Source: an optimization exercise on an open RTL-to-GDS flow (aim: small area). Production flows keep margins and buffers that such runs may drop.
In this exercise RTL edits were held to simulation tests only and were not proved equivalent to the original.
The series may have gaps, and a smaller design here may also do less where the tests do not look.
No activity file was given, so power comes from the tool's default toggle rates.

==> flow/design.v <==
module branch_predictor(
    input           clk_i,
    input           rsn_i,
    input   [31:0]  pc_i,
    input   [31:0]  target_pc_i,
    input           alu_branch_i,
    input           alu_jumps_i,
    input           alu_prediction_i,
    input           alu_taken_i,
    input           alu_pc_ok_i,
    input   [31:0]  alu_branch_pc_i,
    output  [31:0]  pred_pc_o,
    output          prediction_o,
    output          taken_o,
    output          bp_error_o);
reg [31:0] branch_pc_array[15:0];
reg [31:0] target_pc_array[15:0];
reg [1:0]  taken_array[15:0];
wire [31:0] pred_pc;
wire taken;
wire prediction;
wire error;
assign pred_pc_o = pred_pc;
assign taken_o = taken;
assign prediction_o = prediction;
assign error = (!alu_branch_i & alu_prediction_i & alu_taken_i) |
               (alu_prediction_i & alu_taken_i & !alu_pc_ok_i)  |
               (alu_branch_i & alu_jumps_i & !alu_prediction_i) |
               (alu_branch_i & alu_jumps_i & !alu_pc_ok_i);
assign bp_error_o = error;           
wire [3:0]  pc_map;
wire [3:0]  branch_pc_map;
assign pc_map = pc_i[5:2];
assign branch_pc_map = alu_branch_pc_i[5:2];
assign taken = rsn_i & (taken_array[pc_map] > 1);
assign prediction = rsn_i & branch_pc_array[pc_map] == pc_i;
assign pred_pc = rsn_i ? target_pc_array[pc_map] : 32'b0;
wire [1:0]  taken_value;
assign taken_value = taken_array[branch_pc_map];
integer i;
always @(posedge clk_i)
begin
    if(!rsn_i) begin
        for(i = 0; i<16; i = i+1) begin
            branch_pc_array[i] = 32'b0;
            target_pc_array[i] = 32'b0;
            taken_array[i] = 32'b0;
        end
    end
    else if(error)
    begin
        if (branch_pc_array[branch_pc_map] == alu_branch_pc_i & target_pc_array[branch_pc_map] == target_pc_i) 
        begin
            taken_array[branch_pc_map] = alu_jumps_i ? 
                                          (taken_value == 2'b11 ? 2'b11 : taken_value + 1) : 
                                          (taken_value == 2'b00 ? 2'b00 : taken_value - 1);  
        end else begin
            taken_array[branch_pc_map] = 2'b10;
            branch_pc_array[branch_pc_map] = alu_branch_pc_i;
            target_pc_array[branch_pc_map] = target_pc_i;
        end
    end
end
endmodule
==> flow/run.sh <==
#!/bin/bash
# synth_recipe.tcl (not shown) runs the flow's synth.tcl, then flattens the netlist and writes it again
# the make line also repeats each setting of config.mk as NAME=value (left out here)
make -C /OpenROAD-flow-scripts/flow DESIGN_CONFIG=/design/flow/config.mk WORK_HOME=/design/flow/orfs CLKGATE_MAP_FILE= SYNTH_SCRIPT=/design/flow/synth_recipe.tcl finish
==> flow/config.mk <==
export PLATFORM = sky130hd
export DESIGN_NAME = branch_predictor
export DESIGN_NICKNAME = branch_predictor
export VERILOG_FILES = /design/flow/design.v
export SDC_FILE = /design/flow/constraint.sdc
export NUM_CORES = 4
export LEC_CHECK = 0
export CAP_MARGIN = 20
export CORE_MARGIN = 2
export CORE_UTILIZATION = 40
export SLEW_MARGIN = 20
==> flow/constraint.sdc <==
create_clock -name core_clock -period 12.0 [get_ports {clk_i}]
set_input_delay 2.4000 -clock core_clock [delete_from_list [all_inputs] [get_ports {clk_i}]]
set_output_delay 2.4000 -clock core_clock [all_outputs]
set_load 0.01 [all_outputs]
### Placement density heat map, run 1

Bar = 100 µm. 37 x 37 tiles, from black (low) to pale yellow (high), 0 to 100% covered.
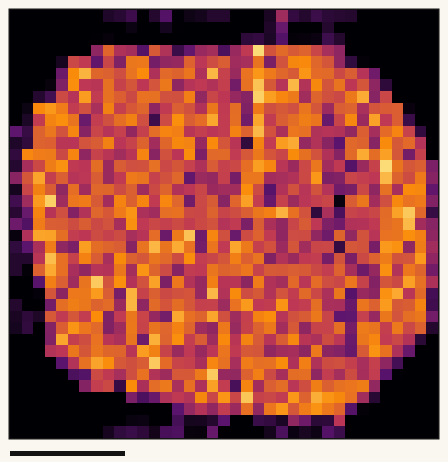
nearly empty tiles	19%
tiles over 75% full	6.7%
fullest tile	93%
starting density of the core: 40.2%
Core Region: 0.135 mm²

### The clock network, run 1

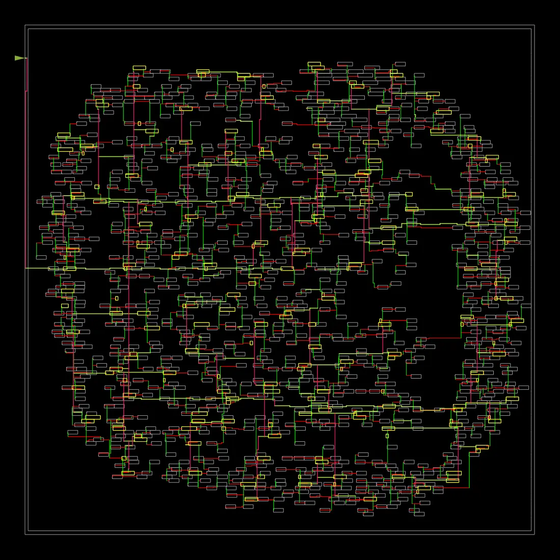
# clk buffers: 160
clock skew: 0.0440 ns
Num CTS Buffers: 113

### Layout detail, run 1

Bar = 5 µm. Region (270, 83) to (290, 103) µm. Cells in gray, sequential cells in the stronger gray; small squares are vias.
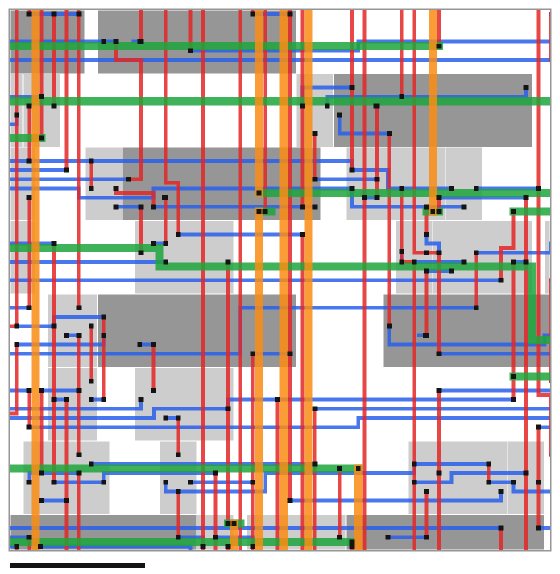
color	layer
orange	met4
blue	met1
green	met3
red	met2
cells with their middle in the window	20
most frequent	nand2_1 (7), mux2i_1 (5), dfxtp_1 (5)
netlist names of flops here include	branch_pc_array (5)
sequential cells in the window	5

### Cells by drive strength, run 1

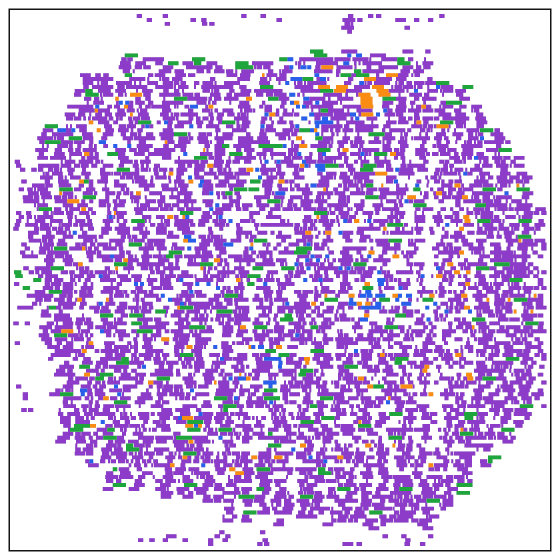
color	size	cells	share
orange	drive 2	151	2.6%
blue	drive 3 to 4	190	3.2%
purple	drive 1 or less	5315	91%
green	drive 6 and up	191	3.3%

[run 1: per-stage QoR]
step | setup WS (ns) | cells | instance area (µm²) | utilization [%]
floorplan | 4.60 | 5929 | 54400 | -
global placement | 2.13 | 7418 | 56800 | 42.1
detailed placement | 2.08 | 7418 | 56800 | 42.1
CTS | 2.05 | 7628 | 60800 | 45.0
global route | 1.82 | 7628 | 60900 | 45.0
finish | 1.63 | 7655 | 60900 | 45.1
[run 1: Yosys cell counts, drive strengths merged, types with 12 or more instances]
cell and n:
clkbuf 360, nor4 24, xor2 35, dfxtp 1024, o21ai 137, o21a 22
inv 29, a22oi 360, o22ai 76, nor3b 26, a22o 132, a32o 16
o2111ai 16, a21boi 13, nand2 1119, o32ai 16, nor3 45, a32oi 20
and4 38, or3b 27, a21oi 151, nor2b 17, edfxtp 32, and3b 42
o221ai 12, and2 25, nand3b 35, nand4 43, a31oi 57, xnor2 29
nor2 125, mux2i 1064, mux2 41, nand3 87, buf 239, o2bb2ai 12
a221oi 119, nand2b 34, a222oi 23, and3 44, a211oi 20, a2111oi 19
mux4 20
[run 1: logic make-up after synthesis]
group	after synthesis
buffers and inverters	630
AOI/OAI and AO/OA	1282
muxes	1125
DFF	1056
xor gates and xnor gates	64
adders and majority gates	2
and+or+nand+nor	1770
[run 1: flip-flops by register name, indices dropped and copies added (netlist names)]
signal	cells
target_pc_array	512
branch_pc_array	512
taken_array	32
[run 1: metal layers]
layer  vias up  global-route usage (%)  wire [µm]
met1     25600                    48.1     103000
li1      21400                       -          -
met5         -                       0        254
met4        30                    26.8      22900
met2      4881                    51.0     106000
met3      1366                    14.3      41300
[run 1: cell type report]
| type | count | area, µm² |
|---|---|---|
| diodes | 27 | 67.6 |
| clock buffers | 160 | 3320 |
| clock inverters | 50 | 692 |
| fillers | 12900 | 74200 |
| inverters | 31 | 116 |
| multi-input cells | 4243 | 30100 |
| flip-flops and latches | 1056 | 21500 |
| well taps | 1781 | 2230 |
| repair buffers | 307 | 2920 |
[run 1: worst max-delay path by stage]
stage,from,endpoint,cells past startpoint
3_3_place_gp,pc_i[4],prediction_o,13
4_1_cts,pc_i[4],prediction_o,13
2_1_floorplan,pc_i[2],prediction_o,11
3_5_place_dp,pc_i[4],prediction_o,13
5_1_grt,pc_i[4],prediction_o,13
6_report,pc_i[4],prediction_o,13
==> results.py, run 1 <==
metrics = {
    "worst_setup_path": {
        "critPathKind": "in2out",
        "critPathLaunchType": "input pin",
        "reg2reg_to": "target_pc_array[15][11]",
        "crit_path_frequent_cell": "nand4_1",
        "reg2reg_depth": 12,
        "r2r-start": "branch_pc_array[0][12]",
    },
    "layout": {
        "final_cell_mix": "nand2_1, mux2i_1, dfxtp_1",
        "nNetsFinal": 5855,
        "drive_gt1_share_pct": 9.10,
    },
    "detailed_routing": {
        "dr.pass1.iters": 19,
        "viasPerCell": 6.97,
        "drc": 0,
        "drtAntennaViolNets": 0,
        "vias": 53300,
    },
    "global_routing": {
        "overflow": 0,
        "antenna_found_initial": 31,
    },
    "synthesis": {
        "yosys.area.top_type": "dfxtp_1",
        "synth_cell_types": 87,
        "synth-xor-area-share_pct": 1.03,
        "synth_nets": 6032,
        "syn_area_mm2": 0.0544,
        "async_flop_share_pct": 0,
        "yosysTopAreaCellShare_pct": 37.7,
        "synth_top_family_by_area": "multiplexers",
        "synth_area_leaders": "dfxtp_1, mux2i_1, nand2_1",
    },
    "power": {
        "power_leader": "clock",
        "peakVddDrop_mv": 0.113,
        "pwr-share-comb_pct": 10.2,
        "p_int_uw": 6010,
        "pwr-share-seq_pct": 43.5,
        "powerDensity_mw_per_mm2": 136,
        "swShare_pct": 27.5,
        "power.clock.fraction_pct": 46.4,
    },
    "cts": {
        "cts_tree": "built",
        "post_cts.repair.setup_buffers": 0,
        "root_buffer": "clkbuf_16",
        "clock_path_buffers": 3,
    },
    "timing": {
        "layout_min_cycle_time_ns": 10.37,
        "finalCritPeriodShare_pct": 86.4,
        "fmax_ghz": 0.0964,
        "setup_viol": 0,
        "setup_tns_ns": 0,
        "finalHoldViolations": 0,
    },
    "floorplanning": {
        "die_y_um": 373,
        "die_area_mm2": 0.139,
    },
    "placed_design": {
        "port_buffers": 137,
    },
    "status": {
        "status": "finished clean",
    },
    "worst_hold_path": {
        "hold_depth": 2,
    },
}
==> run 1 -> run 2 <==
==> flow/design.v (replaced) <==
module branch_predictor(
    input           clk_i,
    input           rsn_i,
    input   [31:0]  pc_i,
    input   [31:0]  target_pc_i,
    input           alu_branch_i,
    input           alu_jumps_i,
    input           alu_prediction_i,
    input           alu_taken_i,
    input           alu_pc_ok_i,
    input   [31:0]  alu_branch_pc_i,
    output  [31:0]  pred_pc_o,
    output          prediction_o,
    output          taken_o,
    output          bp_error_o);
reg [27:0] bpc [15:0];
reg [31:0] tgt [15:0];
reg [1:0]  cnt [15:0];
reg [15:0] v;
wire error = (!alu_branch_i & alu_prediction_i & alu_taken_i) |
             (alu_prediction_i & alu_taken_i & !alu_pc_ok_i)  |
             (alu_branch_i & alu_jumps_i & !alu_prediction_i) |
             (alu_branch_i & alu_jumps_i & !alu_pc_ok_i);
assign bp_error_o = error;
wire [3:0]  r = pc_i[5:2];
wire [3:0]  w = alu_branch_pc_i[5:2];
wire [27:0] pc_c = {pc_i[31:6], pc_i[1:0]};
wire [27:0] bpc_c = {alu_branch_pc_i[31:6], alu_branch_pc_i[1:0]};
wire [15:0] sel_r = (16'b1 << r) & v;
wire [15:0] sel_w = (16'b1 << w) & v;
reg [27:0] bpc_r, bpc_w;
reg [31:0] tgt_r, tgt_w;
reg [1:0]  cnt_r, cnt_w;
integer i;
always @(*) begin
    bpc_r = 28'b0; tgt_r = 32'b0; cnt_r = 2'b0;
    bpc_w = 28'b0; tgt_w = 32'b0; cnt_w = 2'b0;
    for (i = 0; i < 16; i = i + 1) begin
        bpc_r = bpc_r | ({28{sel_r[i]}} & bpc[i]);
        tgt_r = tgt_r | ({32{sel_r[i]}} & tgt[i]);
        cnt_r = cnt_r | ({2{sel_r[i]}} & cnt[i]);
        bpc_w = bpc_w | ({28{sel_w[i]}} & bpc[i]);
        tgt_w = tgt_w | ({32{sel_w[i]}} & tgt[i]);
        cnt_w = cnt_w | ({2{sel_w[i]}} & cnt[i]);
    end
end
wire vr = |sel_r | (r == 4'd0);
wire vw = |sel_w | (w == 4'd0);
assign prediction_o = rsn_i & vr & (bpc_r == pc_c);
assign taken_o = cnt_r[1];
assign pred_pc_o = tgt_r;
wire hit = vw & (bpc_w == bpc_c) & (tgt_w == target_pc_i);
wire [1:0] cnt_up = (cnt_w == 2'b11) ? 2'b11 : cnt_w + 2'b01;
wire [1:0] cnt_dn = (cnt_w == 2'b00) ? 2'b00 : cnt_w - 2'b01;
wire [1:0] cnt_new = hit ? (alu_jumps_i ? cnt_up : cnt_dn) : 2'b10;
wire [15:0] we = {16{rsn_i & error}} & (16'b1 << w);
always @(posedge clk_i) begin
    if (!rsn_i)
        v <= 16'b0;
    else
        v <= v | we;
end
always @(posedge clk_i) begin
    for (i = 0; i < 16; i = i + 1) begin
        if (we[i]) begin
            bpc[i] <= bpc_c;
            tgt[i] <= target_pc_i;
            cnt[i] <= cnt_new;
        end
    end
end
endmodule
--- a/flow/config.mk
+++ b/flow/config.mk
@@ -9,3 +9,3 @@
 export CORE_MARGIN = 2
-export CORE_UTILIZATION = 40
+export CORE_UTILIZATION = 65
 export SLEW_MARGIN = 20
### Gate families picked out, run 2

Bar = 100 µm.
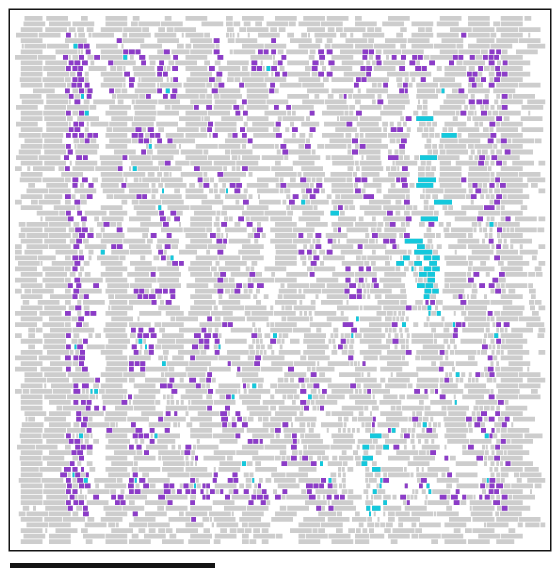
color	family	cells	most used	where
cyan	NOR gates	94	nor4_1	all over the die
purple	inverting AOI/OAI gates	680	a22oi_1	all over the die

### Placement density heat map, run 2

Bar = 100 µm. 26 x 26 tiles, from black (low) to pale yellow (high), 0 to 100% covered.
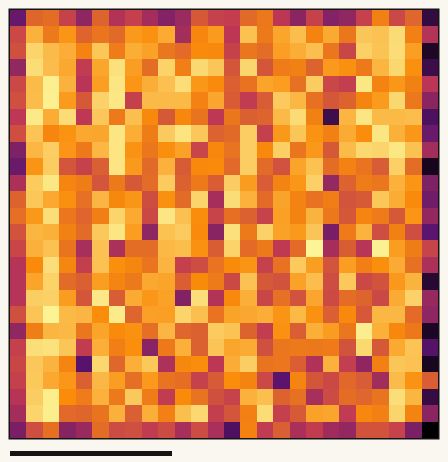
fullest tile	98%
mean over tiles	70%
tiles over 75% full	43%
nearly empty tiles	0.10%
final core occ: 74.0%
Core Region: 0.0670 mm²
starting density of the core: 65.5%

==> results.py, run 2 <==
metrics = {
    "cts": {
        "clk_pin_slew_ns": 0.06,
        "clock_latency_ns": 0.71,
        "cts_max_level": 3,
        "cts_hold_buf": 0,
        "root_buffer": "clkbuf_16",
        "cts.sinks": 1008,
        "post_cts_resized": 0,
        "clock_path_buffers": 3,
        "numCtsBuffers": 97,
        "post_cts.repair.setup_buffers": 0,
        "cts_tree": "built",
    },
    "worst_setup_path": {
        "critPathKind": "in2out",
        "worstPathArrival_ns": 7.90,
        "critPathCaptureType": "output pin",
        "critPathLaunchType": "input pin",
        "worstPathMaxFanout": 17,
        "cp.required_ns": 9.60,
    },
    "global_routing": {
        "grt_pass1_wl_um": 258000,
        "grt_max_degree": 51,
        "groute.usage.overall_pct": 53.0,
        "antenna_found_initial": 17,
        "grt_pass1_vias": 35000,
        "overflow": 0,
    },
    "detailed_routing": {
        "viasPerCell": 8.97,
        "wire_per_inst_um": 45.2,
        "vias": 36800,
        "wl_um": 186000,
        "drc": 0,
        "dr.pass1.iters": 14,
        "drt-initial-drc-count": 10100,
        "drtAntennaViolNets": 0,
    },
    "floorplanning": {
        "die_w_um": 264,
        "die_area_mm2": 0.0696,
        "die_y_um": 264,
        "rows": 95,
        "io_pins": 138,
    },
    "timing": {
        "finalClockSkew_ns": 0.0161,
        "fmax_ghz": 0.0971,
        "hold-worst-slack_ns": 0.639,
        "worstMarginPinSlew_ns": 1.27,
        "finalCritPeriodShare_pct": 85.9,
        "setup_tns_ns": 0,
        "setup_viol": 0,
        "maxSlewHeadroom_pct": 15.6,
        "grt_setup_unrepaired": "false",
        "finalMaxSlewViolations": 0,
        "finalHoldViolations": 0,
        "layout_min_cycle_time_ns": 10.30,
    },
    "synthesis": {
        "synth_common_cells": "edfxtp_1, a22oi_1, and3_1",
        "synth_area_leaders": "edfxtp_1, a22oi_1, a221oi_1",
        "yosys.area.top_type": "edfxtp_1",
        "syn_area_mm2": 0.0439,
        "synth_most_common_cell": "edfxtp_1",
        "async_flop_share_pct": 0,
        "synth_cell_types": 63,
        "synthCells": 3064,
        "synth_ff_type": "edfxtp_1",
        "synth_edf_count": 992,
        "synth_nets": 3167,
        "ys_warn_count": 4,
        "synth_seq_area_share_pct": 68.6,
        "synth_seq_cells": 1008,
        "syn_area_per_cell_um2": 14.3,
        "yosysTopAreaCellShare_pct": 67.9,
    },
    "layout": {
        "nNetsFinal": 3244,
        "final_cell_mix": "edfxtp_1, a22oi_1, nand3_1, and3_1, a221oi_1",
        "syn_to_final_growth_pct": 13.0,
        "largest_reg_flops": 512,
        "layout_commonest_cell": "edfxtp_1",
        "top_register": "tgt",
        "drive_gt1_share_pct": 9.97,
    },
    "run": {
        "cap_violations": 0,
    },
    "power": {
        "power.clock.fraction_pct": 42.9,
        "peakVddDrop_mv": 0.169,
        "p_sw_uw": 1560,
        "swShare_pct": 21.4,
        "power_leakage_uw": 0.0164,
        "pwr-share-seq_pct": 53.7,
        "p_int_uw": 5740,
        "powerDensity_mw_per_mm2": 147,
        "pwr-share-comb_pct": 3.3,
    },
    "worst_hold_path": {
        "hold_path_class": "reg2reg",
    },
    "placed_design": {
        "finalWeightedCongestion": 1.01,
        "hpwl_um": 97000,
        "port_buffers": 137,
    },
    "status": {
        "status": "finished clean",
    },
}
-- run 2: worst paths after layout --
path,startpoint,to,slack (ns),cells after the start
setup / recovery,pc_i[5],prediction_o,1.70,12
hold / removal,v[14],v[14],0.64,2
setup reg to reg,v[8],cnt[14][1],5.53,10
hold reg to reg,v[14],v[14],0.64,2
-- run 2: final cells by class --
type / instances / area [µm²]
flip-flops and latches: 1008 / 30100
inverters: 5 / 18.8
repair buffers: 249 / 2220
diodes: 17 / 42.5
clock buffers: 126 / 2560
multi-input cells: 1780 / 12900
well taps: 873 / 1090
fillers: 4189 / 17400
clock inverters: 51 / 646
-- run 2: power by group through the flow --
stage	combinational [µW]	clock, µW	sequential [µW]
after floorplan	67.2	0	3990
after global placement	218	0	3990
after detailed placement	222	0	3990
after CTS	223	3110	3920
after global routing	240	3240	3920
final	243	3130	3920
-- run 2: critical path, cell delays in order --
cell and delay, ns:
clkdlybuf4s50_1 0.82, nor4bb_2 0.81, and2_2 0.79, buf_4 0.50
a22o_1 0.19, a221oi_1 0.05, nand4b_1 0.18, xor2_1 0.08
a21oi_1 0.47, nand4_1 0.27, nor4_1 0.66, clkdlybuf4s50_1 0.66
-- run 2: cell families (layout without fill, tap and decap cells) --
family	after synthesis	after routing	synth area share, %
other	0	17	0
multiplexers	1	1	0.0228
AND/OR/NAND/NOR	819	819	10.8
XOR/XNOR	68	68	1.36
adder cells (fa/ha/maj)	2	2	0.0456
flip-flops	1008	1008	68.6
buffers and inverters	276	431	2.67
AO/OA/AOI/OAI	890	890	16.5
-- run 2: per-stage QoR --
step / utilization (%) / worst slack, ns / cells / total power, µW / area (µm²)
3_3_place_gp: 69.2 / 2.29 / 3915 / 4210 / 46400
6_report: 74.0 / 1.70 / 4109 / 7300 / 49600
3_5_place_dp: 69.2 / 2.21 / 3915 / 4220 / 46400
5_1_grt: 74.0 / 1.83 / 4098 / 7410 / 49600
2_1_floorplan: - / 4.04 / 3064 / 4060 / 43900
4_1_cts: 73.9 / 2.14 / 4092 / 7250 / 49600
-- run 2: metal layers --
layer,up-vias,share of wire [%],global-route usage [%]
li1,13200,-,-
met3,1587,20,25.3
met4,10,9.9,36.1
met1,17000,30,66.6
met2,5016,40,72.9
met5,-,0.046,0.624
## Run 3: files that changed since run 2, shown whole
removed: flow/run.sh
==> flow/design.v <==
module branch_predictor(
    input           clk_i,
    input           rsn_i,
    input   [31:0]  pc_i,
    input   [31:0]  target_pc_i,
    input           alu_branch_i,
    input           alu_jumps_i,
    input           alu_prediction_i,
    input           alu_taken_i,
    input           alu_pc_ok_i,
    input   [31:0]  alu_branch_pc_i,
    output  [31:0]  pred_pc_o,
    output          prediction_o,
    output          taken_o,
    output          bp_error_o);
reg [27:0] bpc [15:0];
reg [31:0] tgt [15:0];
reg [1:0]  cnt [15:0];
reg [15:0] v;
wire error = (!alu_branch_i & alu_prediction_i & alu_taken_i) |
             (alu_prediction_i & alu_taken_i & !alu_pc_ok_i)  |
             (alu_branch_i & alu_jumps_i & !alu_prediction_i) |
             (alu_branch_i & alu_jumps_i & !alu_pc_ok_i);
assign bp_error_o = error;
wire [3:0]  r = pc_i[5:2];
wire [3:0]  w = alu_branch_pc_i[5:2];
wire [27:0] pc_c = {pc_i[31:6], pc_i[1:0]};
wire [27:0] bpc_c = {alu_branch_pc_i[31:6], alu_branch_pc_i[1:0]};
wire [15:0] sel_r = (16'b1 << r) & v;
wire [15:0] sel_w = (16'b1 << w) & v;
wire [16*61-1:0] d_r;
wire [16*62-1:0] d_w;
genvar g;
generate
    for (g = 0; g < 16; g = g + 1) begin : pack
        assign d_r[61*g +: 61] = {bpc[g], tgt[g], cnt[g][1]};
        assign d_w[62*g +: 62] = {bpc[g], tgt[g], cnt[g]};
    end
endgenerate
wire [60:0] q_r;
wire [61:0] q_w;
bp_mux16 #(.W(61)) mux_r(.d(d_r), .sel(sel_r), .y(q_r));
bp_mux16 #(.W(62)) mux_w(.d(d_w), .sel(sel_w), .y(q_w));
wire [27:0] bpc_r = q_r[60:33];
wire [31:0] tgt_r = q_r[32:1];
wire        tkn_r = q_r[0];
wire [27:0] bpc_w = q_w[61:34];
wire [31:0] tgt_w = q_w[33:2];
wire [1:0]  cnt_w = q_w[1:0];
wire vr = v[r] | (r == 4'd0);
wire vw = v[w] | (w == 4'd0);
assign prediction_o = rsn_i & vr & (bpc_r == pc_c);
assign taken_o = tkn_r;
assign pred_pc_o = tgt_r;
wire hit = vw & (bpc_w == bpc_c) & (tgt_w == target_pc_i);
wire [1:0] cnt_up = (cnt_w == 2'b11) ? 2'b11 : cnt_w + 2'b01;
wire [1:0] cnt_dn = (cnt_w == 2'b00) ? 2'b00 : cnt_w - 2'b01;
wire [1:0] cnt_new = hit ? (alu_jumps_i ? cnt_up : cnt_dn) : 2'b10;
wire [15:0] we = {16{rsn_i & error}} & (16'b1 << w);
always @(posedge clk_i) begin
    if (!rsn_i)
        v <= 16'b0;
    else
        v <= v | we;
end
integer i;
always @(posedge clk_i) begin
    for (i = 0; i < 16; i = i + 1) begin
        if (we[i]) begin
            bpc[i] <= bpc_c;
            tgt[i] <= target_pc_i;
            cnt[i] <= cnt_new;
        end
    end
end
endmodule
module bp_mux16 #(parameter W = 1) (
    input  [16*W-1:0] d,
    input  [15:0]     sel,
    output [W-1:0]    y);
genvar j, k;
generate
    for (j = 0; j < W; j = j + 1) begin : b
        wire [15:0] dj;
        for (k = 0; k < 16; k = k + 1) begin : col
            assign dj[k] = d[W*k + j];
        end
        bp_mux16_bit u(.d(dj), .s(sel), .y(y[j]));
    end
endgenerate
endmodule
module bp_mux16_bit (
    input  [15:0] d,
    input  [15:0] s,
    output        y);
wire [4:0] x;
bp_aoi222 a0(.a1(s[0]),  .a2(d[0]),  .b1(s[1]),  .b2(d[1]),  .c1(s[2]),  .c2(d[2]),  .y(x[0]));
bp_aoi222 a1(.a1(s[3]),  .a2(d[3]),  .b1(s[4]),  .b2(d[4]),  .c1(s[5]),  .c2(d[5]),  .y(x[1]));
bp_aoi222 a2(.a1(s[6]),  .a2(d[6]),  .b1(s[7]),  .b2(d[7]),  .c1(s[8]),  .c2(d[8]),  .y(x[2]));
bp_aoi222 a3(.a1(s[9]),  .a2(d[9]),  .b1(s[10]), .b2(d[10]), .c1(s[11]), .c2(d[11]), .y(x[3]));
bp_aoi222 a4(.a1(s[12]), .a2(d[12]), .b1(s[13]), .b2(d[13]), .c1(s[14]), .c2(d[14]), .y(x[4]));
assign y = ~(&x) | (s[15] & d[15]);
endmodule
module bp_aoi222 (input a1, a2, b1, b2, c1, c2, output y);
assign y = ~((a1 & a2) | (b1 & b2) | (c1 & c2));
endmodule
==> flow/flow/run.sh <==
#!/bin/bash
# Layout flow: the standard ORFS flow (standard.sh), with two changes
# that only affect how buffers are chosen:
#  - port buffers use the smallest buffer cell (buf_1) instead of the
#    default pick; repair_design still sizes the nets behind them;
#  - clock tree synthesis builds the tree from clkbuf_4 cells in small
#    sink clusters (so flip-flop clock slew stays low) and inserts no
#    dummy loads.
# The whole output of the ORFS run goes to standard.log in the work folder;
# ORFS keeps each step's own log under orfs/logs/.
set -euo pipefail
export BUFFER_PORTS_ARGS="-buffer_cell sky130_fd_sc_hd__buf_1"
export CTS_ARGS="-sink_clustering_enable -repair_clock_nets -dont_use_dummy_load -buf_list sky130_fd_sc_hd__clkbuf_4 -sink_clustering_size 10 -sink_clustering_max_diameter 40"
bash standard.sh > standard.log 2>&1
==> flow/standard.sh <==
#!/bin/bash
# synth_recipe.tcl (not shown) runs the flow's synth.tcl, then flattens the netlist and writes it again
# the make line also repeats each setting of config.mk as NAME=value (left out here)
make -C /OpenROAD-flow-scripts/flow DESIGN_CONFIG=/design/flow/config.mk WORK_HOME=/design/flow/orfs CLKGATE_MAP_FILE= SYNTH_SCRIPT=/design/flow/synth_recipe.tcl "${@:-finish}"
==> flow/config.mk <==
export PLATFORM = sky130hd
export DESIGN_NAME = branch_predictor
export DESIGN_NICKNAME = branch_predictor
export VERILOG_FILES = /design/flow/design.v
export SDC_FILE = /design/flow/constraint.sdc
export NUM_CORES = 4
export LEC_CHECK = 0
export CAP_MARGIN = 20
export CORE_MARGIN = 2
export CORE_UTILIZATION = 65
export SLEW_MARGIN = 20
export SYNTH_HIERARCHICAL = 1
### Layout detail, run 3

Bar = 5 µm. Region (179, 53) to (199, 73) µm. Cells in gray, sequential cells in the stronger gray; small squares are vias.
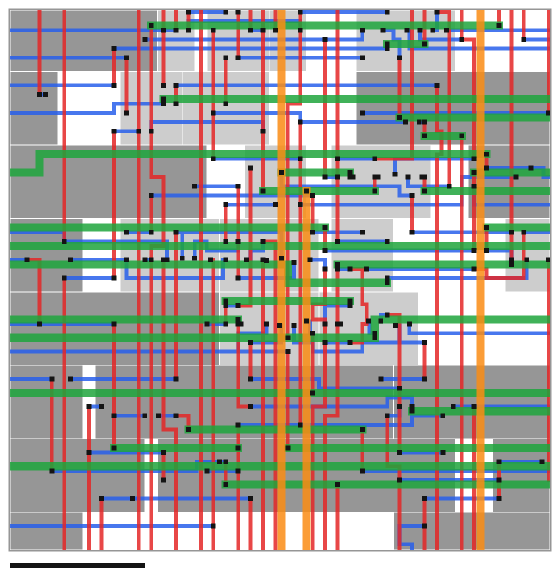
color	layer
red	met2
blue	met1
green	met3
orange	met4
most frequent	edfxtp_1 (7), a222oi_1 (6)
cells with their middle in the window	20
sequential cells in the window	7
netlist names of flops here include	bpc (6), tgt (1)

### Placement density heat map, run 3

Bar = 100 µm. 25 x 25 tiles, from black (low) to pale yellow (high), 0 to 100% covered.
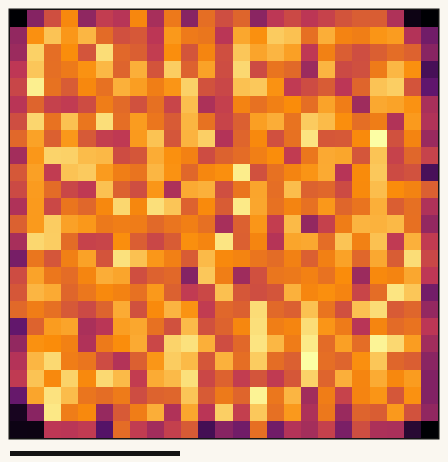
nearly empty tiles	0.50%
tiles over 75% full	33%
fullest tile	100%
mean over tiles	67%

==> results.py, run 3 <==
metrics = {
    "status": {
        "status": "finished clean",
    },
    "synthesis": {
        "yosysTopAreaCellShare_pct": 74.3,
        "synth_most_common_cell": "edfxtp_1",
        "synth_seq_cells": 1008,
        "synth_seq_area_share_pct": 75.1,
        "synth_area_leaders": "edfxtp_1, a222oi_1, and3_1",
        "synth_ff_type": "edfxtp_1",
        "synth_common_cells": "edfxtp_1, a222oi_1, nand2_1",
        "syn_area_per_cell_um2": 17.8,
        "ys_warn_count": 10,
    },
    "power": {
        "pwr-share-seq_pct": 69.3,
        "fin_total_pwr_uw": 5650,
        "peakVddDrop_mv": 0.0951,
        "power_leakage_uw": 0.0125,
        "p_sw_uw": 1210,
        "p_int_uw": 4440,
        "powerDensity_mw_per_mm2": 130,
    },
    "cts": {
        "cts_max_level": 4,
        "numCtsBuffers": 133,
        "cts_tree": "built",
        "post_cts_resized": 0,
        "clock_path_buffers": 3,
        "post_cts.repair.setup_buffers": 0,
        "clock_latency_ns": 1.10,
        "clk_pin_slew_ns": 0.10,
    },
    "timing": {
        "finalCritPeriodShare_pct": 79.3,
        "finalHoldViolations": 0,
        "grt_setup_unrepaired": "false",
        "worst_slack_ns": 2.48,
        "fmax_ghz": 0.105,
        "maxSlewHeadroom_pct": 27.9,
        "worstMarginPinSlew_ns": 1.08,
    },
    "layout": {
        "nNetsFinal": 2689,
        "final_cells": 3390,
        "top_register": "tgt",
        "final_cell_mix": "edfxtp_1, a222oi_1, nand2_1",
        "fill_cells": 3967,
        "largest_reg_flops": 512,
        "syn_to_final_growth_pct": 8.38,
    },
    "global_routing": {
        "groute.usage.overall_pct": 43.4,
        "grt_pass1_wl_um": 194000,
        "grt_max_degree": 62,
        "antenna_found_initial": 14,
        "overflow": 0,
        "grt_pass1_vias": 28800,
    },
    "placed_design": {
        "dp.cells": 3240,
        "pre_cts_ws_ns": 2.70,
        "finalWeightedCongestion": 0.899,
        "port_buffers": 137,
    },
    "worst_hold_path": {
        "hold_end": "v[0]",
        "hold_depth": 2,
        "holdCritStartpoint": "v[0]",
    },
    "detailed_routing": {
        "dr.pass1.iters": 11,
        "wl_um": 140000,
        "wire_per_inst_um": 41.3,
        "drtAntennaViolNets": 0,
    },
    "worst_setup_path": {
        "critPathKind": "in2out",
        "worstPathMaxFanout": 38,
        "cp.required_ns": 9.60,
        "critPathLaunchType": "input pin",
        "slowest_delay_ns": 0.88,
        "reg2reg_to": "cnt[5][0]",
        "critPathTopFamily": "simple AND/OR/NAND/NOR gates",
        "r2r-start": "v[8]",
        "crit_buf_inv": 4,
    },
    "floorplanning": {
        "io_pins": 138,
        "die_w_um": 252,
        "rows": 91,
        "core-area_mm2": 0.0614,
        "die_area_mm2": 0.0637,
        "initial_core_util_pct": 65.3,
    },
    "run": {
        "cap_violations": 0,
    },
}
run 3: cell types whose count changed in the layout (fill, tap and decap cells not counted), moves of 54 or more:
cell | before | now
a221oi_1 | 192 | 0
nand3_1 | 202 | 2
a22oi_1 | 331 | 2
clkbuf_16 | 97 | 0
clkbuf_4 | 0 | 133
a222oi_1 | 24 | 615
buf_1 | 0 | 137
a2111oi_0 | 55 | 1
and3_1 | 202 | 124
nand2_1 | 93 | 153
a22o_1 | 177 | 0
clkdlybuf4s50_1 | 137 | 0
run 3: final cells by class:
class / count / area, µm² / share of cell area, %
timing repair buffer: 203 / 1090 / 2.51
antenna: 16 / 40.0 / 0.0921
tap: 790 / 988 / 2.27
inverter: 3 / 11.3 / 0.0259
multi-input combinational: 1237 / 10200 / 23.5
clock buffer: 133 / 998 / 2.30
sequential: 1008 / 30100 / 69.3
run 3: worst max path at each step:
stage,start,end,slack [ns],cells past startpoint
final,pc_i[3],prediction_o,2.48,13
after global routing,pc_i[3],prediction_o,2.46,12
after CTS,pc_i[3],prediction_o,2.68,13
after detailed placement,pc_i[3],prediction_o,2.70,13
after global placement,pc_i[3],prediction_o,2.63,10
after floorplan,pc_i[4],prediction_o,0.28,9
run 3: power by group through the flow:
stage                     sequential [µW]  combinational, µW  clock (µW)
after floorplan                      3990               49.1           0
after global placement               3990                140           0
after detailed placement             3990                145           0
after CTS                            3910                145        1580
after global routing                 3920                157        1710
final                                3910                151        1590
run 3: logic make-up after synthesis:
group	share of synthesized area, %
DFF	75.1
and+or+nand+nor	6.72
xor gates and xnor gates	1.92
muxes	0.390
buffers and inverters	0.134
AOI/OAI and AO/OA	15.7
adders and majority gates	0.0250
run 3: stage by stage:
step | area, µm² | util (%)
global route | 43500 | 70.8
detailed placement | 42400 | 69.1
finish | 43500 | 70.8
CTS | 43400 | 70.7
floorplan | 40100 | -
global placement | 42300 | 69.0
run 3: modules after synthesis, one instance, submodules excluded, excerpt:
module	flops+latches	cells inside	cell area, µm²
bp_mux16_bit	0	3	16.3
bp_aoi222	0	1	10.0
branch_predictor	1008	1272	31900
run 3: routing by layer:
metal	share of wire [%]	track usage, %
met2	43	62.7
met4	6.0	24.1
met1	32	59.1
met3	19	14.0
met5	0.036	0
==> run 3 -> run 4 <==
--- a/flow/flow/run.sh
+++ b/flow/flow/run.sh
@@ -1,4 +1,4 @@
 #!/bin/bash
-# Layout flow: the standard ORFS flow (standard.sh), with two changes
-# that only affect how buffers are chosen:
+# Layout flow: the standard ORFS flow (standard.sh), with changes that
+# only affect how cells are sized and how buffers are chosen:
 #  - port buffers use the smallest buffer cell (buf_1) instead of the
@@ -7,3 +7,5 @@
 #    sink clusters (so flip-flop clock slew stays low) and inserts no
-#    dummy loads.
+#    dummy loads;
+#  - after global routing, ORFS's power recovery downsizes cells on paths
+#    with positive slack (RECOVER_POWER).
 # The whole output of the ORFS run goes to standard.log in the work folder;
@@ -13,2 +15,3 @@
 export CTS_ARGS="-sink_clustering_enable -repair_clock_nets -dont_use_dummy_load -buf_list sky130_fd_sc_hd__clkbuf_4 -sink_clustering_size 10 -sink_clustering_max_diameter 40"
+export RECOVER_POWER=100
 bash standard.sh > standard.log 2>&1
### Placement density heat map, run 4

Bar = 100 µm. 25 x 25 tiles, from black (low) to pale yellow (high), 0 to 100% covered.
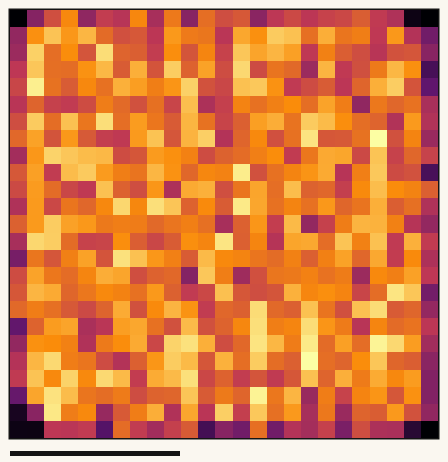
mean over tiles	66%
fullest tile	100%
tiles over 75% full	32%
nearly empty tiles	0.50%
Core Region: 0.0614 mm²
final core occ: 70.4%
starting density of the core: 65.3%

### Cells by drive strength, run 4

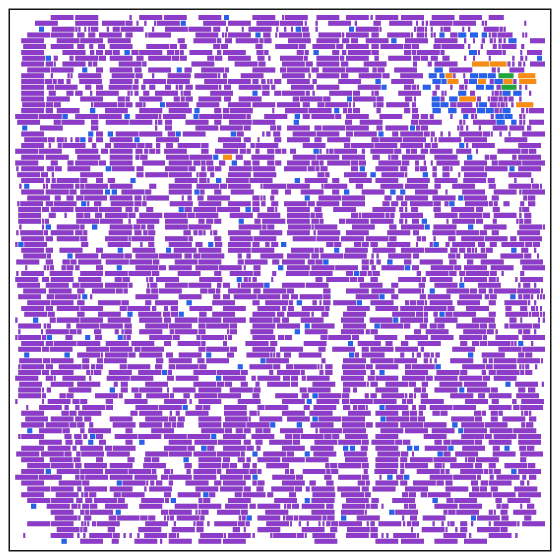
color	size	cells	share
green	drive 6 and up	2	0.077%
purple	drive 1 or less	2372	92%
orange	drive 2	11	0.43%
blue	drive 3 to 4	199	7.7%
Non-Clock Buffer Count: 203
final worst setup slack: 1.12 ns
area grow syn2layout: 7.71%
cell area after layout: 0.0432 mm²

==> results.py, run 4 <==
metrics = {
    "cts": {
        "post_cts.repair.setup_buffers": 0,
        "root_buffer": "clkbuf_4",
        "clk_pin_slew_ns": 0.11,
        "cts_max_level": 4,
        "cts.sinks": 1008,
        "cts_hold_buf": 0,
    },
    "detailed_routing": {
        "vias": 29900,
        "viasPerCell": 8.81,
        "drc": 0,
        "wire_per_inst_um": 41.2,
    },
    "worst_setup_path": {
        "reg2reg_to": "cnt[12][0]",
        "worstPathMaxFanout": 30,
        "critPathCaptureType": "output pin",
        "worstPathArrival_ns": 8.48,
        "reg2reg_depth": 10,
    },
    "worst_hold_path": {
        "hold_depth": 2,
        "hold_end": "v[0]",
        "hold_path_class": "reg2reg",
    },
    "run": {
        "cap_violations": 38,
    },
    "timing": {
        "setup_viol": 0,
        "layout_min_cycle_time_ns": 10.88,
        "grt_setup_unrepaired": "false",
        "finalCritPeriodShare_pct": 90.6,
        "finalMaxSlewViolations": 1137,
    },
    "power": {
        "swShare_pct": 21.3,
        "p_sw_uw": 1200,
        "pwr-share-comb_pct": 2.6,
    },
    "global_routing": {
        "met3_usage_pct": 14.0,
        "busiest_layer": "met2",
        "groute.usage.overall_pct": 43.4,
        "grt_pass1_wl_um": 194000,
        "grt.met2_usage_pct": 62.7,
        "antenna_found_initial": 14,
        "grt_pass1_vias": 28800,
        "grt_max_degree": 62,
    },
    "synthesis": {
        "yosysTopAreaCellShare_pct": 74.3,
        "synth_seq_area_share_pct": 75.1,
        "synth_nets": 2359,
        "synthCells": 2256,
        "synth_edf_count": 992,
        "synth_area_leaders": "edfxtp_1, a222oi_1, and3_1",
        "synth_cell_types": 38,
        "synth_seq_cells": 1008,
        "synth_common_cells": "edfxtp_1, a222oi_1, nand2_1",
        "async_flop_share_pct": 0,
    },
    "layout": {
        "top_register": "tgt",
        "layout_commonest_cell": "edfxtp_1",
        "largest_reg_flops": 512,
        "final_cell_mix": "edfxtp_1, a222oi_1, nand2_1",
        "drive_gt1_share_pct": 8.20,
    },
    "placed_design": {
        "port_buffers": 137,
        "hpwl_um": 72800,
    },
    "floorplanning": {
        "io_pins": 138,
        "rows": 91,
        "die_area_mm2": 0.0637,
        "die_w_um": 252,
        "die_y_um": 252,
    },
    "status": {
        "violations": "max-capacitance violations, max-slew violations",
        "status": "finished with violations",
    },
}
run 4: cells by family after synthesis:
family / Yosys count / synth area share, %
AOI/OAI and AO/OA: 640 / 15.7
xor gates and xnor gates: 88 / 1.92
adders and majority gates: 1 / 0.0250
buffers and inverters: 11 / 0.134
DFF: 1008 / 75.1
muxes: 8 / 0.390
and+or+nand+nor: 500 / 6.72
run 4: per-stage QoR:
step                      total power [µW]  hold WS (ns)  instances  setup slack, ns
after global placement                4130         0.503       3237             2.63
final                                 5640         0.540       3391             1.12
after CTS                             5640         0.529       3373             2.68
after detailed placement              4140         0.499       3240             2.70
after floorplan                       4040         0.434       2256            0.277
after global routing                  5780         0.581       3386             1.29
run 4: critical path, cell delays in order:
cell and delay [ns]:
clkbuf_1 0.51, inv_1 0.14, nor2_1 0.25, and3_1 1.77, clkbuf_1 0.69, a222oi_1 0.20, and3_1 0.20, nand4_1 0.10
xor2_1 0.12, nor4_2 0.73, nand4_1 0.28, a2111oi_0 0.81, buf_1 0.22
run 4: layer usage:
metal	vias up	share of wire [%]
li1	11500	-
met1	14400	32
met2	3352	43
met3	619	19
met4	6	6.3
met5	-	0.026
run 4: how the worst max path moves through the flow:
stage | start | endpoint | slack (ns)
after global placement | pc_i[3] | prediction_o | 2.63
after detailed placement | pc_i[3] | prediction_o | 2.70
after CTS | pc_i[3] | prediction_o | 2.68
after floorplan | pc_i[4] | prediction_o | 0.28
final | pc_i[3] | prediction_o | 1.12
after global routing | pc_i[3] | prediction_o | 1.29
run 4: modules after synthesis (local to each module, per instance), a selection:
module            area [µm²]  flops+latches  copies in the design  cells inside
branch_predictor       31900           1008                     1          1272
bp_mux16_bit            16.3              0                   123             3
bp_aoi222               10.0              0                   615             1
run 4: power groups by stage:
stage | clock network [µW] | registers [µW] | logic [µW]
final | 1580 | 3920 | 148
after global routing | 1700 | 3920 | 154
after CTS | 1580 | 3910 | 145
after detailed placement | 0 | 3990 | 145
after global placement | 0 | 3990 | 140
after floorplan | 0 | 3990 | 49.1
run 4: cell type report:
type | count | area [µm²]
diodes | 17 | 42.5
clock buffers | 133 | 998
fillers | 4020 | 18200
inverters | 3 | 11.3
multi-input cells | 1237 | 10100
flip-flops and latches | 1008 | 30100
well taps | 790 | 988
repair buffers | 203 | 926
==> run 4 -> run 5 <==
==> flow/flow/run.sh (replaced) <==
#!/bin/bash
# Layout flow: the standard ORFS flow (standard.sh), with two changes
# that only affect how buffers are chosen:
#  - port buffers use the smallest buffer cell (buf_1) instead of the
#    default pick; repair_design still sizes the nets behind them;
#  - clock tree synthesis builds the tree from clkbuf_4 cells in small
#    sink clusters (so flip-flop clock slew stays low) and inserts no
#    dummy loads.
# The whole output of the ORFS run goes to standard.log in the work folder;
# ORFS keeps each step's own log under orfs/logs/.
set -euo pipefail
export BUFFER_PORTS_ARGS="-buffer_cell sky130_fd_sc_hd__buf_1"
export CTS_ARGS="-sink_clustering_enable -repair_clock_nets -dont_use_dummy_load -buf_list sky130_fd_sc_hd__clkbuf_4 -sink_clustering_size 10 -sink_clustering_max_diameter 35"
bash standard.sh > standard.log 2>&1
--- a/flow/config.mk
+++ b/flow/config.mk
@@ -7,6 +7,6 @@
 export LEC_CHECK = 0
-export CAP_MARGIN = 20
+export CAP_MARGIN = 10
 export CORE_MARGIN = 2
-export CORE_UTILIZATION = 65
-export SLEW_MARGIN = 20
+export CORE_UTILIZATION = 72
+export SLEW_MARGIN = 10
 export SYNTH_HIERARCHICAL = 1
### Placement density heat map, run 5

Bar = 50 µm. 24 x 24 tiles, from black (low) to pale yellow (high), 0 to 100% covered.
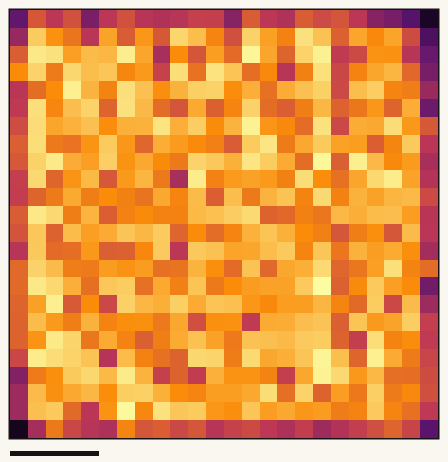
fullest tile	100%
tiles over 75% full	54%
mean over tiles	74%
starting density of the core: 72.8%
final core occ: 78.6%
Core Region: 0.0551 mm²

### Layout detail, run 5

Bar = 5 µm. Region (170, 50) to (190, 70) µm. Cells in gray, sequential cells in the stronger gray; small squares are vias.
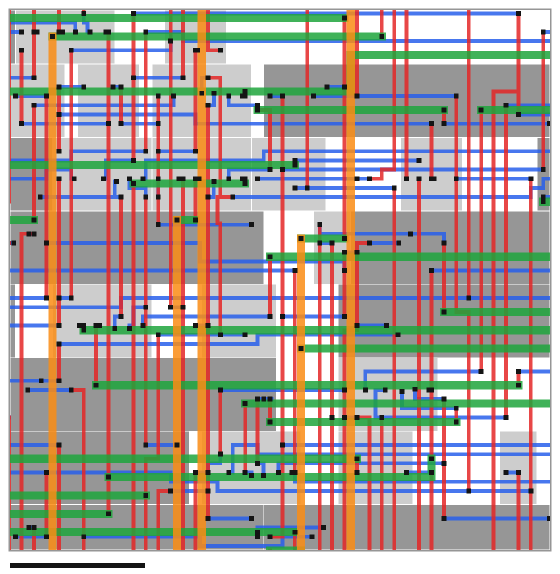
color	layer
red	met2
green	met3
orange	met4
blue	met1
most frequent	edfxtp_1 (8), a222oi_1 (7)
netlist names of flops here include	bpc (4), tgt (4)
cells with their middle in the window	24
sequential cells in the window	8

==> results.py, run 5 <==
metrics = {
    "cts": {
        "root_buffer": "clkbuf_4",
        "post_cts_resized": 0,
        "numCtsBuffers": 146,
        "cts.sinks": 1008,
        "post_cts.repair.setup_buffers": 0,
        "cts_hold_buf": 0,
        "clock_path_buffers": 3,
        "cts_max_level": 4,
        "cts_tree": "built",
        "clock_latency_ns": 1.04,
        "clk_pin_slew_ns": 0.07,
    },
    "global_routing": {
        "grt_pass1_vias": 29900,
        "groute.usage.overall_pct": 48.0,
        "grt_max_degree": 53,
        "antenna_found_initial": 11,
        "grt_pass1_wl_um": 193000,
        "overflow": 0,
    },
    "worst_setup_path": {
        "worstPathArrival_ns": 7.42,
        "worstPathMaxFanout": 42,
        "critPathKind": "in2out",
        "critPathCaptureType": "output pin",
        "critPathLaunchType": "input pin",
        "cp.required_ns": 9.60,
    },
    "worst_hold_path": {
        "hold_path_class": "reg2reg",
    },
    "layout": {
        "top_register": "tgt",
        "stdcell_area_mm2": 0.0433,
        "drive_gt1_share_pct": 9.94,
        "multi_input_area_mm2": 0.0102,
        "syn_to_final_growth_pct": 8.04,
        "final_cell_mix": "edfxtp_1, a222oi_1, nand2_1",
        "seq_area_mm2": 0.0301,
        "fill_cells": 3154,
        "layout_commonest_cell": "edfxtp_1",
        "nNetsFinal": 2691,
        "largest_reg_flops": 512,
    },
    "timing": {
        "worstMarginPinSlew_ns": 1.38,
        "setup_viol": 0,
        "finalHoldViolations": 0,
        "finalCritPeriodShare_pct": 81.8,
        "layout_min_cycle_time_ns": 9.82,
        "fmax_ghz": 0.102,
        "setup_tns_ns": 0,
        "grt_setup_unrepaired": "false",
        "maxSlewHeadroom_pct": 8.13,
        "finalClockSkew_ns": 0.0711,
        "finalMaxSlewViolations": 0,
    },
    "synthesis": {
        "synth_seq_cells": 1008,
        "synth_common_cells": "edfxtp_1, a222oi_1, nand2_1",
        "synth_cell_types": 38,
        "ys_warn_count": 10,
        "synth_area_leaders": "edfxtp_1, a222oi_1, and3_1",
        "synth_seq_area_share_pct": 75.1,
        "syn_area_per_cell_um2": 17.8,
        "yosysTopAreaCellShare_pct": 74.3,
        "synth_ff_type": "edfxtp_1",
        "synthCells": 2256,
        "synth_edf_count": 992,
        "synth_most_common_cell": "edfxtp_1",
        "synth_nets": 2359,
        "async_flop_share_pct": 0,
        "syn_area_mm2": 0.0401,
        "yosys.area.top_type": "edfxtp_1",
    },
    "detailed_routing": {
        "drt-initial-drc-count": 8684,
        "drc": 0,
        "wire_per_inst_um": 41.1,
        "wl_um": 138000,
        "drtAntennaViolNets": 0,
        "viasPerCell": 9.08,
        "vias": 30400,
        "dr.pass1.iters": 14,
    },
    "run": {
        "cap_violations": 0,
    },
    "placed_design": {
        "port_buffers": 137,
        "place_area_mm2": 0.0422,
        "finalWeightedCongestion": 0.907,
        "hpwl_um": 71800,
    },
    "power": {
        "fin_total_pwr_uw": 5700,
        "powerDensity_mw_per_mm2": 131,
        "peakVddDrop_mv": 0.111,
        "power_leakage_uw": 0.0125,
    },
    "floorplanning": {
        "rows": 86,
        "die_area_mm2": 0.0576,
        "io_pins": 138,
        "die_y_um": 240,
        "die_w_um": 240,
    },
    "status": {
        "status": "finished clean",
    },
}
[run 5: cell counts after synthesis]
Identical to the previous run, type by type.
[run 5: area by class of cell]
cell class | count | area share (%)
Timing Repair Buffer | 192 | 2.14
Tap cell | 748 | 2.16
Antenna cell | 11 | 0.0635
Clock buffer | 146 | 2.53
Inverter | 3 | 0.0260
Multi-Input combinational cell | 1237 | 23.6
Sequential cell | 1008 | 69.5
[run 5: per-module statistics from Yosys, one instance, submodules excluded, excerpt]
module            times used  cells inside  flip-flops and latches  cell area [µm²]
bp_aoi222                615             1                       0             10.0
bp_mux16_bit             123             3                       0             16.3
branch_predictor           1          1272                    1008            31900
[run 5: cell families (layout without fill, tap and decap cells)]
family	after synthesis	count (layout)	share of synthesized area, %
AOI/OAI and AO/OA	640	640	15.7
xor gates and xnor gates	88	88	1.92
adders and majority gates	1	1	0.0250
buffers and inverters	11	341	0.134
DFF	1008	1008	75.1
muxes	8	8	0.390
other	0	11	0
and+or+nand+nor	500	500	6.72
[run 5: power by group]
| group | switching, µW | internal (µW) | leakage, µW |
|---|---|---|---|
| sequential | 18.0 | 3900 | 0.00907 |
| combinational | 118 | 32.7 | 0.00272 |
| clock | 1070 | 559 | 0.000672 |
[run 5: worst max-delay path: stages]
cell and delay (ns):
buf_1 0.27, nor2_1 0.33, and3_4 0.77, buf_4 0.48, a222oi_1 0.17, and3_1 0.19, nand4_1 0.10, xor2_1 0.08
nor4_1 1.12, nand4_1 0.39, a2111oi_0 0.82, buf_1 0.22
[run 5: worst paths after layout]
check	startpoint	endpoint	slack (ns)	cells after the start
setup / recovery	pc_i[3]	prediction_o	2.18	12
hold reg to reg	v[1]	v[1]	0.53	2
setup reg to reg	v[5]	cnt[4][0]	7.06	9
hold / removal	v[1]	v[1]	0.53	2
[run 5: layer usage]
layer,GRT usage [%],routed length [µm],vias to the layer above
met4,31.4,10300,8
met1,61.1,40400,14300
met5,0,57,-
li1,-,-,11500
met2,67.0,58700,3762
met3,21.6,28100,839
[run 5: metrics by stage]
step                hold slack [ns]  cells  setup slack (ns)
floorplan                     0.434   2256             0.277
global placement              0.481   3188              2.70
detailed placement            0.509   3188              2.61
CTS                           0.523   3334              2.59
global route                  0.553   3338              2.45
finish                        0.529   3345              2.18
==> run 5 -> run 6 <==
--- a/flow/config.mk
+++ b/flow/config.mk
@@ -9,3 +9,3 @@
 export CORE_MARGIN = 2
-export CORE_UTILIZATION = 72
+export CORE_UTILIZATION = 80
 export SLEW_MARGIN = 10
### Placement density heat map, run 6

Bar = 50 µm. 23 x 23 tiles, from black (low) to pale yellow (high), 0 to 100% covered.
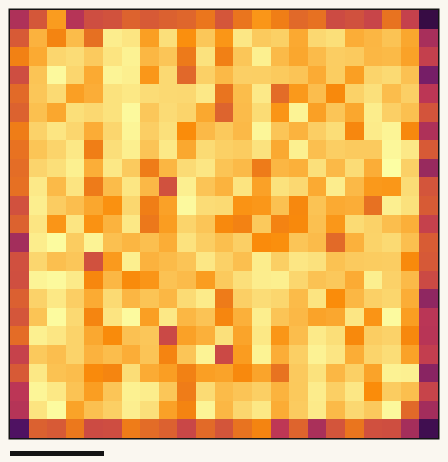
fullest tile	100%
tiles over 75% full	75%
mean over tiles	82%

### Layout detail, run 6

Bar = 5 µm. Region (161, 47) to (181, 67) µm. Cells in gray, sequential cells in the stronger gray; small squares are vias.
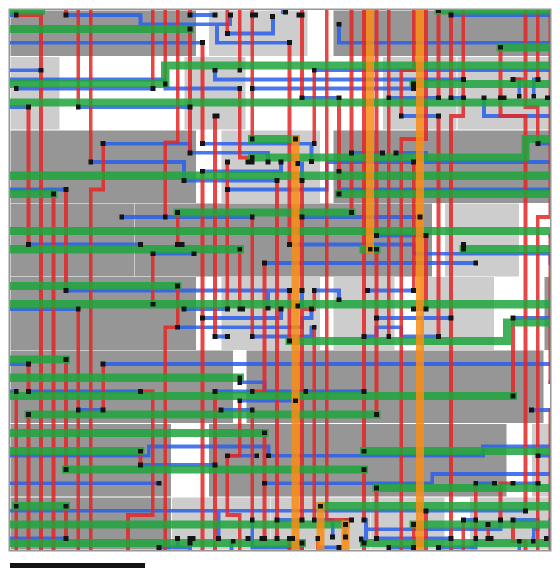
color	layer
blue	met1
green	met3
red	met2
orange	met4
netlist names of flops here include	bpc (6), tgt (5)
most frequent	edfxtp_1 (11), a222oi_1 (7), buf_4 (3)
sequential cells in the window	11
cells with their middle in the window	25

==> results.py, run 6 <==
metrics = {
    "global_routing": {
        "groute.usage.overall_pct": 52.3,
        "grt_pass1_wl_um": 195000,
        "grt_pass1_vias": 31200,
        "antenna_found_initial": 10,
        "overflow": 0,
        "grt_max_degree": 53,
    },
    "floorplanning": {
        "die_w_um": 228,
        "die_y_um": 228,
        "die_area_mm2": 0.0519,
        "core-area_mm2": 0.0499,
        "initial_core_util_pct": 80.4,
        "io_pins": 138,
        "rows": 82,
    },
    "power": {
        "power_leakage_uw": 0.0125,
        "powerDensity_mw_per_mm2": 131,
        "peakVddDrop_mv": 0.115,
    },
    "cts": {
        "clk_pin_slew_ns": 0.10,
        "clock_path_buffers": 3,
        "post_cts.repair.setup_buffers": 0,
        "cts_hold_buf": 0,
        "numCtsBuffers": 137,
        "cts_tree": "built",
        "clock_latency_ns": 1.12,
        "cts.sinks": 1008,
        "root_buffer": "clkbuf_4",
        "post_cts_resized": 0,
        "cts_max_level": 4,
    },
    "placed_design": {
        "finalWeightedCongestion": 0.994,
        "pre_cts_ws_ns": 2.73,
        "port_buffers": 137,
        "hpwl_um": 71400,
    },
    "synthesis": {
        "synth_edf_count": 992,
        "synth_ff_type": "edfxtp_1",
        "synth_seq_area_share_pct": 75.1,
        "yosys.area.top_type": "edfxtp_1",
        "async_flop_share_pct": 0,
        "synth_area_leaders": "edfxtp_1, a222oi_1, and3_1",
        "synth_most_common_cell": "edfxtp_1",
        "synth_seq_cells": 1008,
        "synth_nets": 2359,
        "syn_area_mm2": 0.0401,
        "synthCells": 2256,
        "synth_cell_types": 38,
        "yosysTopAreaCellShare_pct": 74.3,
        "synth_common_cells": "edfxtp_1, a222oi_1, nand2_1",
        "syn_area_per_cell_um2": 17.8,
        "ys_warn_count": 10,
    },
    "status": {
        "status": "finished with violations",
        "violations": "max-capacitance violations, max-slew violations",
    },
    "timing": {
        "fmax_ghz": 0.0999,
        "grt_setup_unrepaired": "false",
        "finalMaxSlewViolations": 2,
        "maxSlewHeadroom_pct": -2.42,
        "setup_viol": 0,
        "setup_tns_ns": 0,
        "layout_min_cycle_time_ns": 10.01,
        "hold-worst-slack_ns": 0.546,
        "worstMarginPinSlew_ns": 1.52,
        "finalClockSkew_ns": 0.105,
        "worst_slack_ns": 1.99,
        "finalCritPeriodShare_pct": 83.4,
        "finalHoldViolations": 0,
    },
    "layout": {
        "layout_commonest_cell": "edfxtp_1",
        "top_register": "tgt",
        "syn_to_final_growth_pct": 7.82,
        "nNetsFinal": 2688,
        "largest_reg_flops": 512,
        "drive_gt1_share_pct": 9.83,
        "final_cell_mix": "edfxtp_1, a222oi_1, nand2_1",
    },
    "detailed_routing": {
        "drc": 0,
        "wl_um": 136000,
        "vias": 31100,
        "viasPerCell": 9.51,
        "wire_per_inst_um": 41.6,
        "dr.pass1.iters": 17,
        "drtAntennaViolNets": 0,
        "drt-initial-drc-count": 10200,
    },
    "worst_setup_path": {
        "cp.required_ns": 9.60,
        "worstPathArrival_ns": 7.61,
        "critPathCaptureType": "output pin",
        "cp_cell_sequence": "buf_1 -> nor2_1 -> and4_4 -> buf_4 -> a222oi_1 -> and3_1 -> nand4_1 -> xor2_1 -> nor4_1 -> nand4_1 -> a2111oi_0 -> buf_1",
        "critPathLaunchType": "input pin",
        "slowest_delay_ns": 1.00,
        "crit_buf_inv": 3,
        "critPathTopFamily": "simple AND/OR/NAND/NOR gates",
        "cpMaxStageDelayCell": "a2111oi_0",
        "critPathKind": "in2out",
        "worstPathMaxFanout": 47,
    },
    "run": {
        "cap_violations": 1,
    },
    "worst_hold_path": {
        "hold_path_class": "reg2reg",
    },
}
==> run 6: cell counts after synthesis <==
Identical to the previous run, type by type.
==> run 6: per-stage QoR <==
step           total power (µW)  utilization, %  std cells  instance area [µm²]
6_report                   5670            86.7       3270                43200
5_1_grt                    5790            86.7       3265                43200
4_1_cts                    5630            86.6       3253                43200
3_5_place_dp               4130            84.5       3116                42100
3_3_place_gp               4120            84.5       3116                42100
2_1_floorplan              4040               -       2256                40100
==> run 6: layout make-up <==
type | instances | area [µm²]
Sequential cell | 1008 | 30100
Multi-Input combinational cell | 1237 | 10200
Fill cell | 2229 | 6620
Clock buffer | 137 | 1030
Timing Repair Buffer | 198 | 997
Tap cell | 672 | 841
Antenna cell | 15 | 37.5
Inverter | 3 | 11.3
==> run 6: path summary, 6_finish.rpt <==
check        startpoint      endpoint  slack (ns)  cells after the start
max             pc_i[3]  prediction_o        1.99                     12
min                v[0]          v[0]        0.55                      2
max reg2reg        v[2]    cnt[13][0]        6.88                     10
min reg2reg        v[0]          v[0]        0.55                      2
==> run 6: per-layer routing <==
metal / share of wire, % / global-route usage, % / wire length, µm
met5: 0.019 / 0 / 26
met4: 8.7 / 37.1 / 11800
met3: 22 / 23.1 / 30100
met2: 42 / 73.5 / 57200
met1: 27 / 65.9 / 36800
==> run 6: worst reg2reg max path, cell delays in order, from the launching register on <==
cell and delay, ns:
dfxtp_1 0.49, and3_4 0.49, buf_4 0.72, a222oi_1 0.32, and3_1 0.21, nand4_1 0.15
xnor2_1 0.31, nand4_1 0.33, nor4_1 0.73, nand4_1 0.25, nor3_2 0.77
==> run 6: kinds of logic after synthesis <==
| logic type | Yosys count | share of synthesized area, % |
|---|---|---|
| flops | 1008 | 75.1 |
| compound gates | 640 | 15.7 |
| buf+inv | 11 | 0.134 |
| mux | 8 | 0.390 |
| simple gates | 500 | 6.72 |
| fa+ha+maj | 1 | 0.0250 |
| xor+xnor | 88 | 1.92 |
==> run 6: power breakdown <==
group | internal, µW | switching, µW | leakage [µW]
logic | 33.3 | 119 | 0.00276
clock network | 525 | 1080 | 0.000630
registers | 3900 | 19.5 | 0.00907
==> run 6: per-module statistics from Yosys (local to each module, per instance), excerpt <==
| module | flip-flops and latches | copies in the design |
|---|---|---|
| branch_predictor | 1008 | 1 |
| bp_mux16_bit | 0 | 123 |
| bp_aoi222 | 0 | 615 |

re-timing with driven ports:
No port has a modelled driver above. Below, the same layouts with a new extraction and two added sets of constraints. Step 1 sets driving cells, clkbuf_16 on the clock port and buf_2 on the other inputs (assumed; they add their load-dependent delay and slew). Step 2 times the ports against the registers' clock, not the clock port: input delays grow and output delays shrink by t, the midpoint of the rising clock arrivals with the driver on. Slacks: ideal ports / drivers / drivers and shift; pairs: ideal ports / drivers.
run | t, ns | slack for setup (ns) | hold WS [ns] | slew at the worst register clock pin (ns) | worst slew at a driven data input, ns
run 1 | 0.846 | 1.630 / 1.569 / 1.569 | 0.470 / 0.470 / 0.470 | 0.07 / 0.07 | 0.07
run 2 | 0.772 | 1.697 / 1.661 / 1.661 | 0.639 / 0.639 / 0.639 | 0.07 / 0.07 | 0.27
run 3 | 1.108 | 2.480 / 2.451 / 2.451 | 0.540 / 0.540 / 0.540 | 0.12 / 0.12 | 0.13
run 4 | 1.078 | 1.124 / 1.096 / 1.096 | 0.540 / 0.540 / 0.540 | 0.11 / 0.11 | 0.12
run 5 | 1.084 | 2.184 / 2.155 / 2.155 | 0.529 / 0.529 / 0.529 | 0.11 / 0.11 | 0.12
run 6 | 1.121 | 1.988 / 1.964 / 1.964 | 0.546 / 0.546 / 0.546 | 0.11 / 0.11 | 0.10
The setup slack of run 1, which loses most, moves by -0.061 ns with the drivers and by -0.061 ns with both steps.
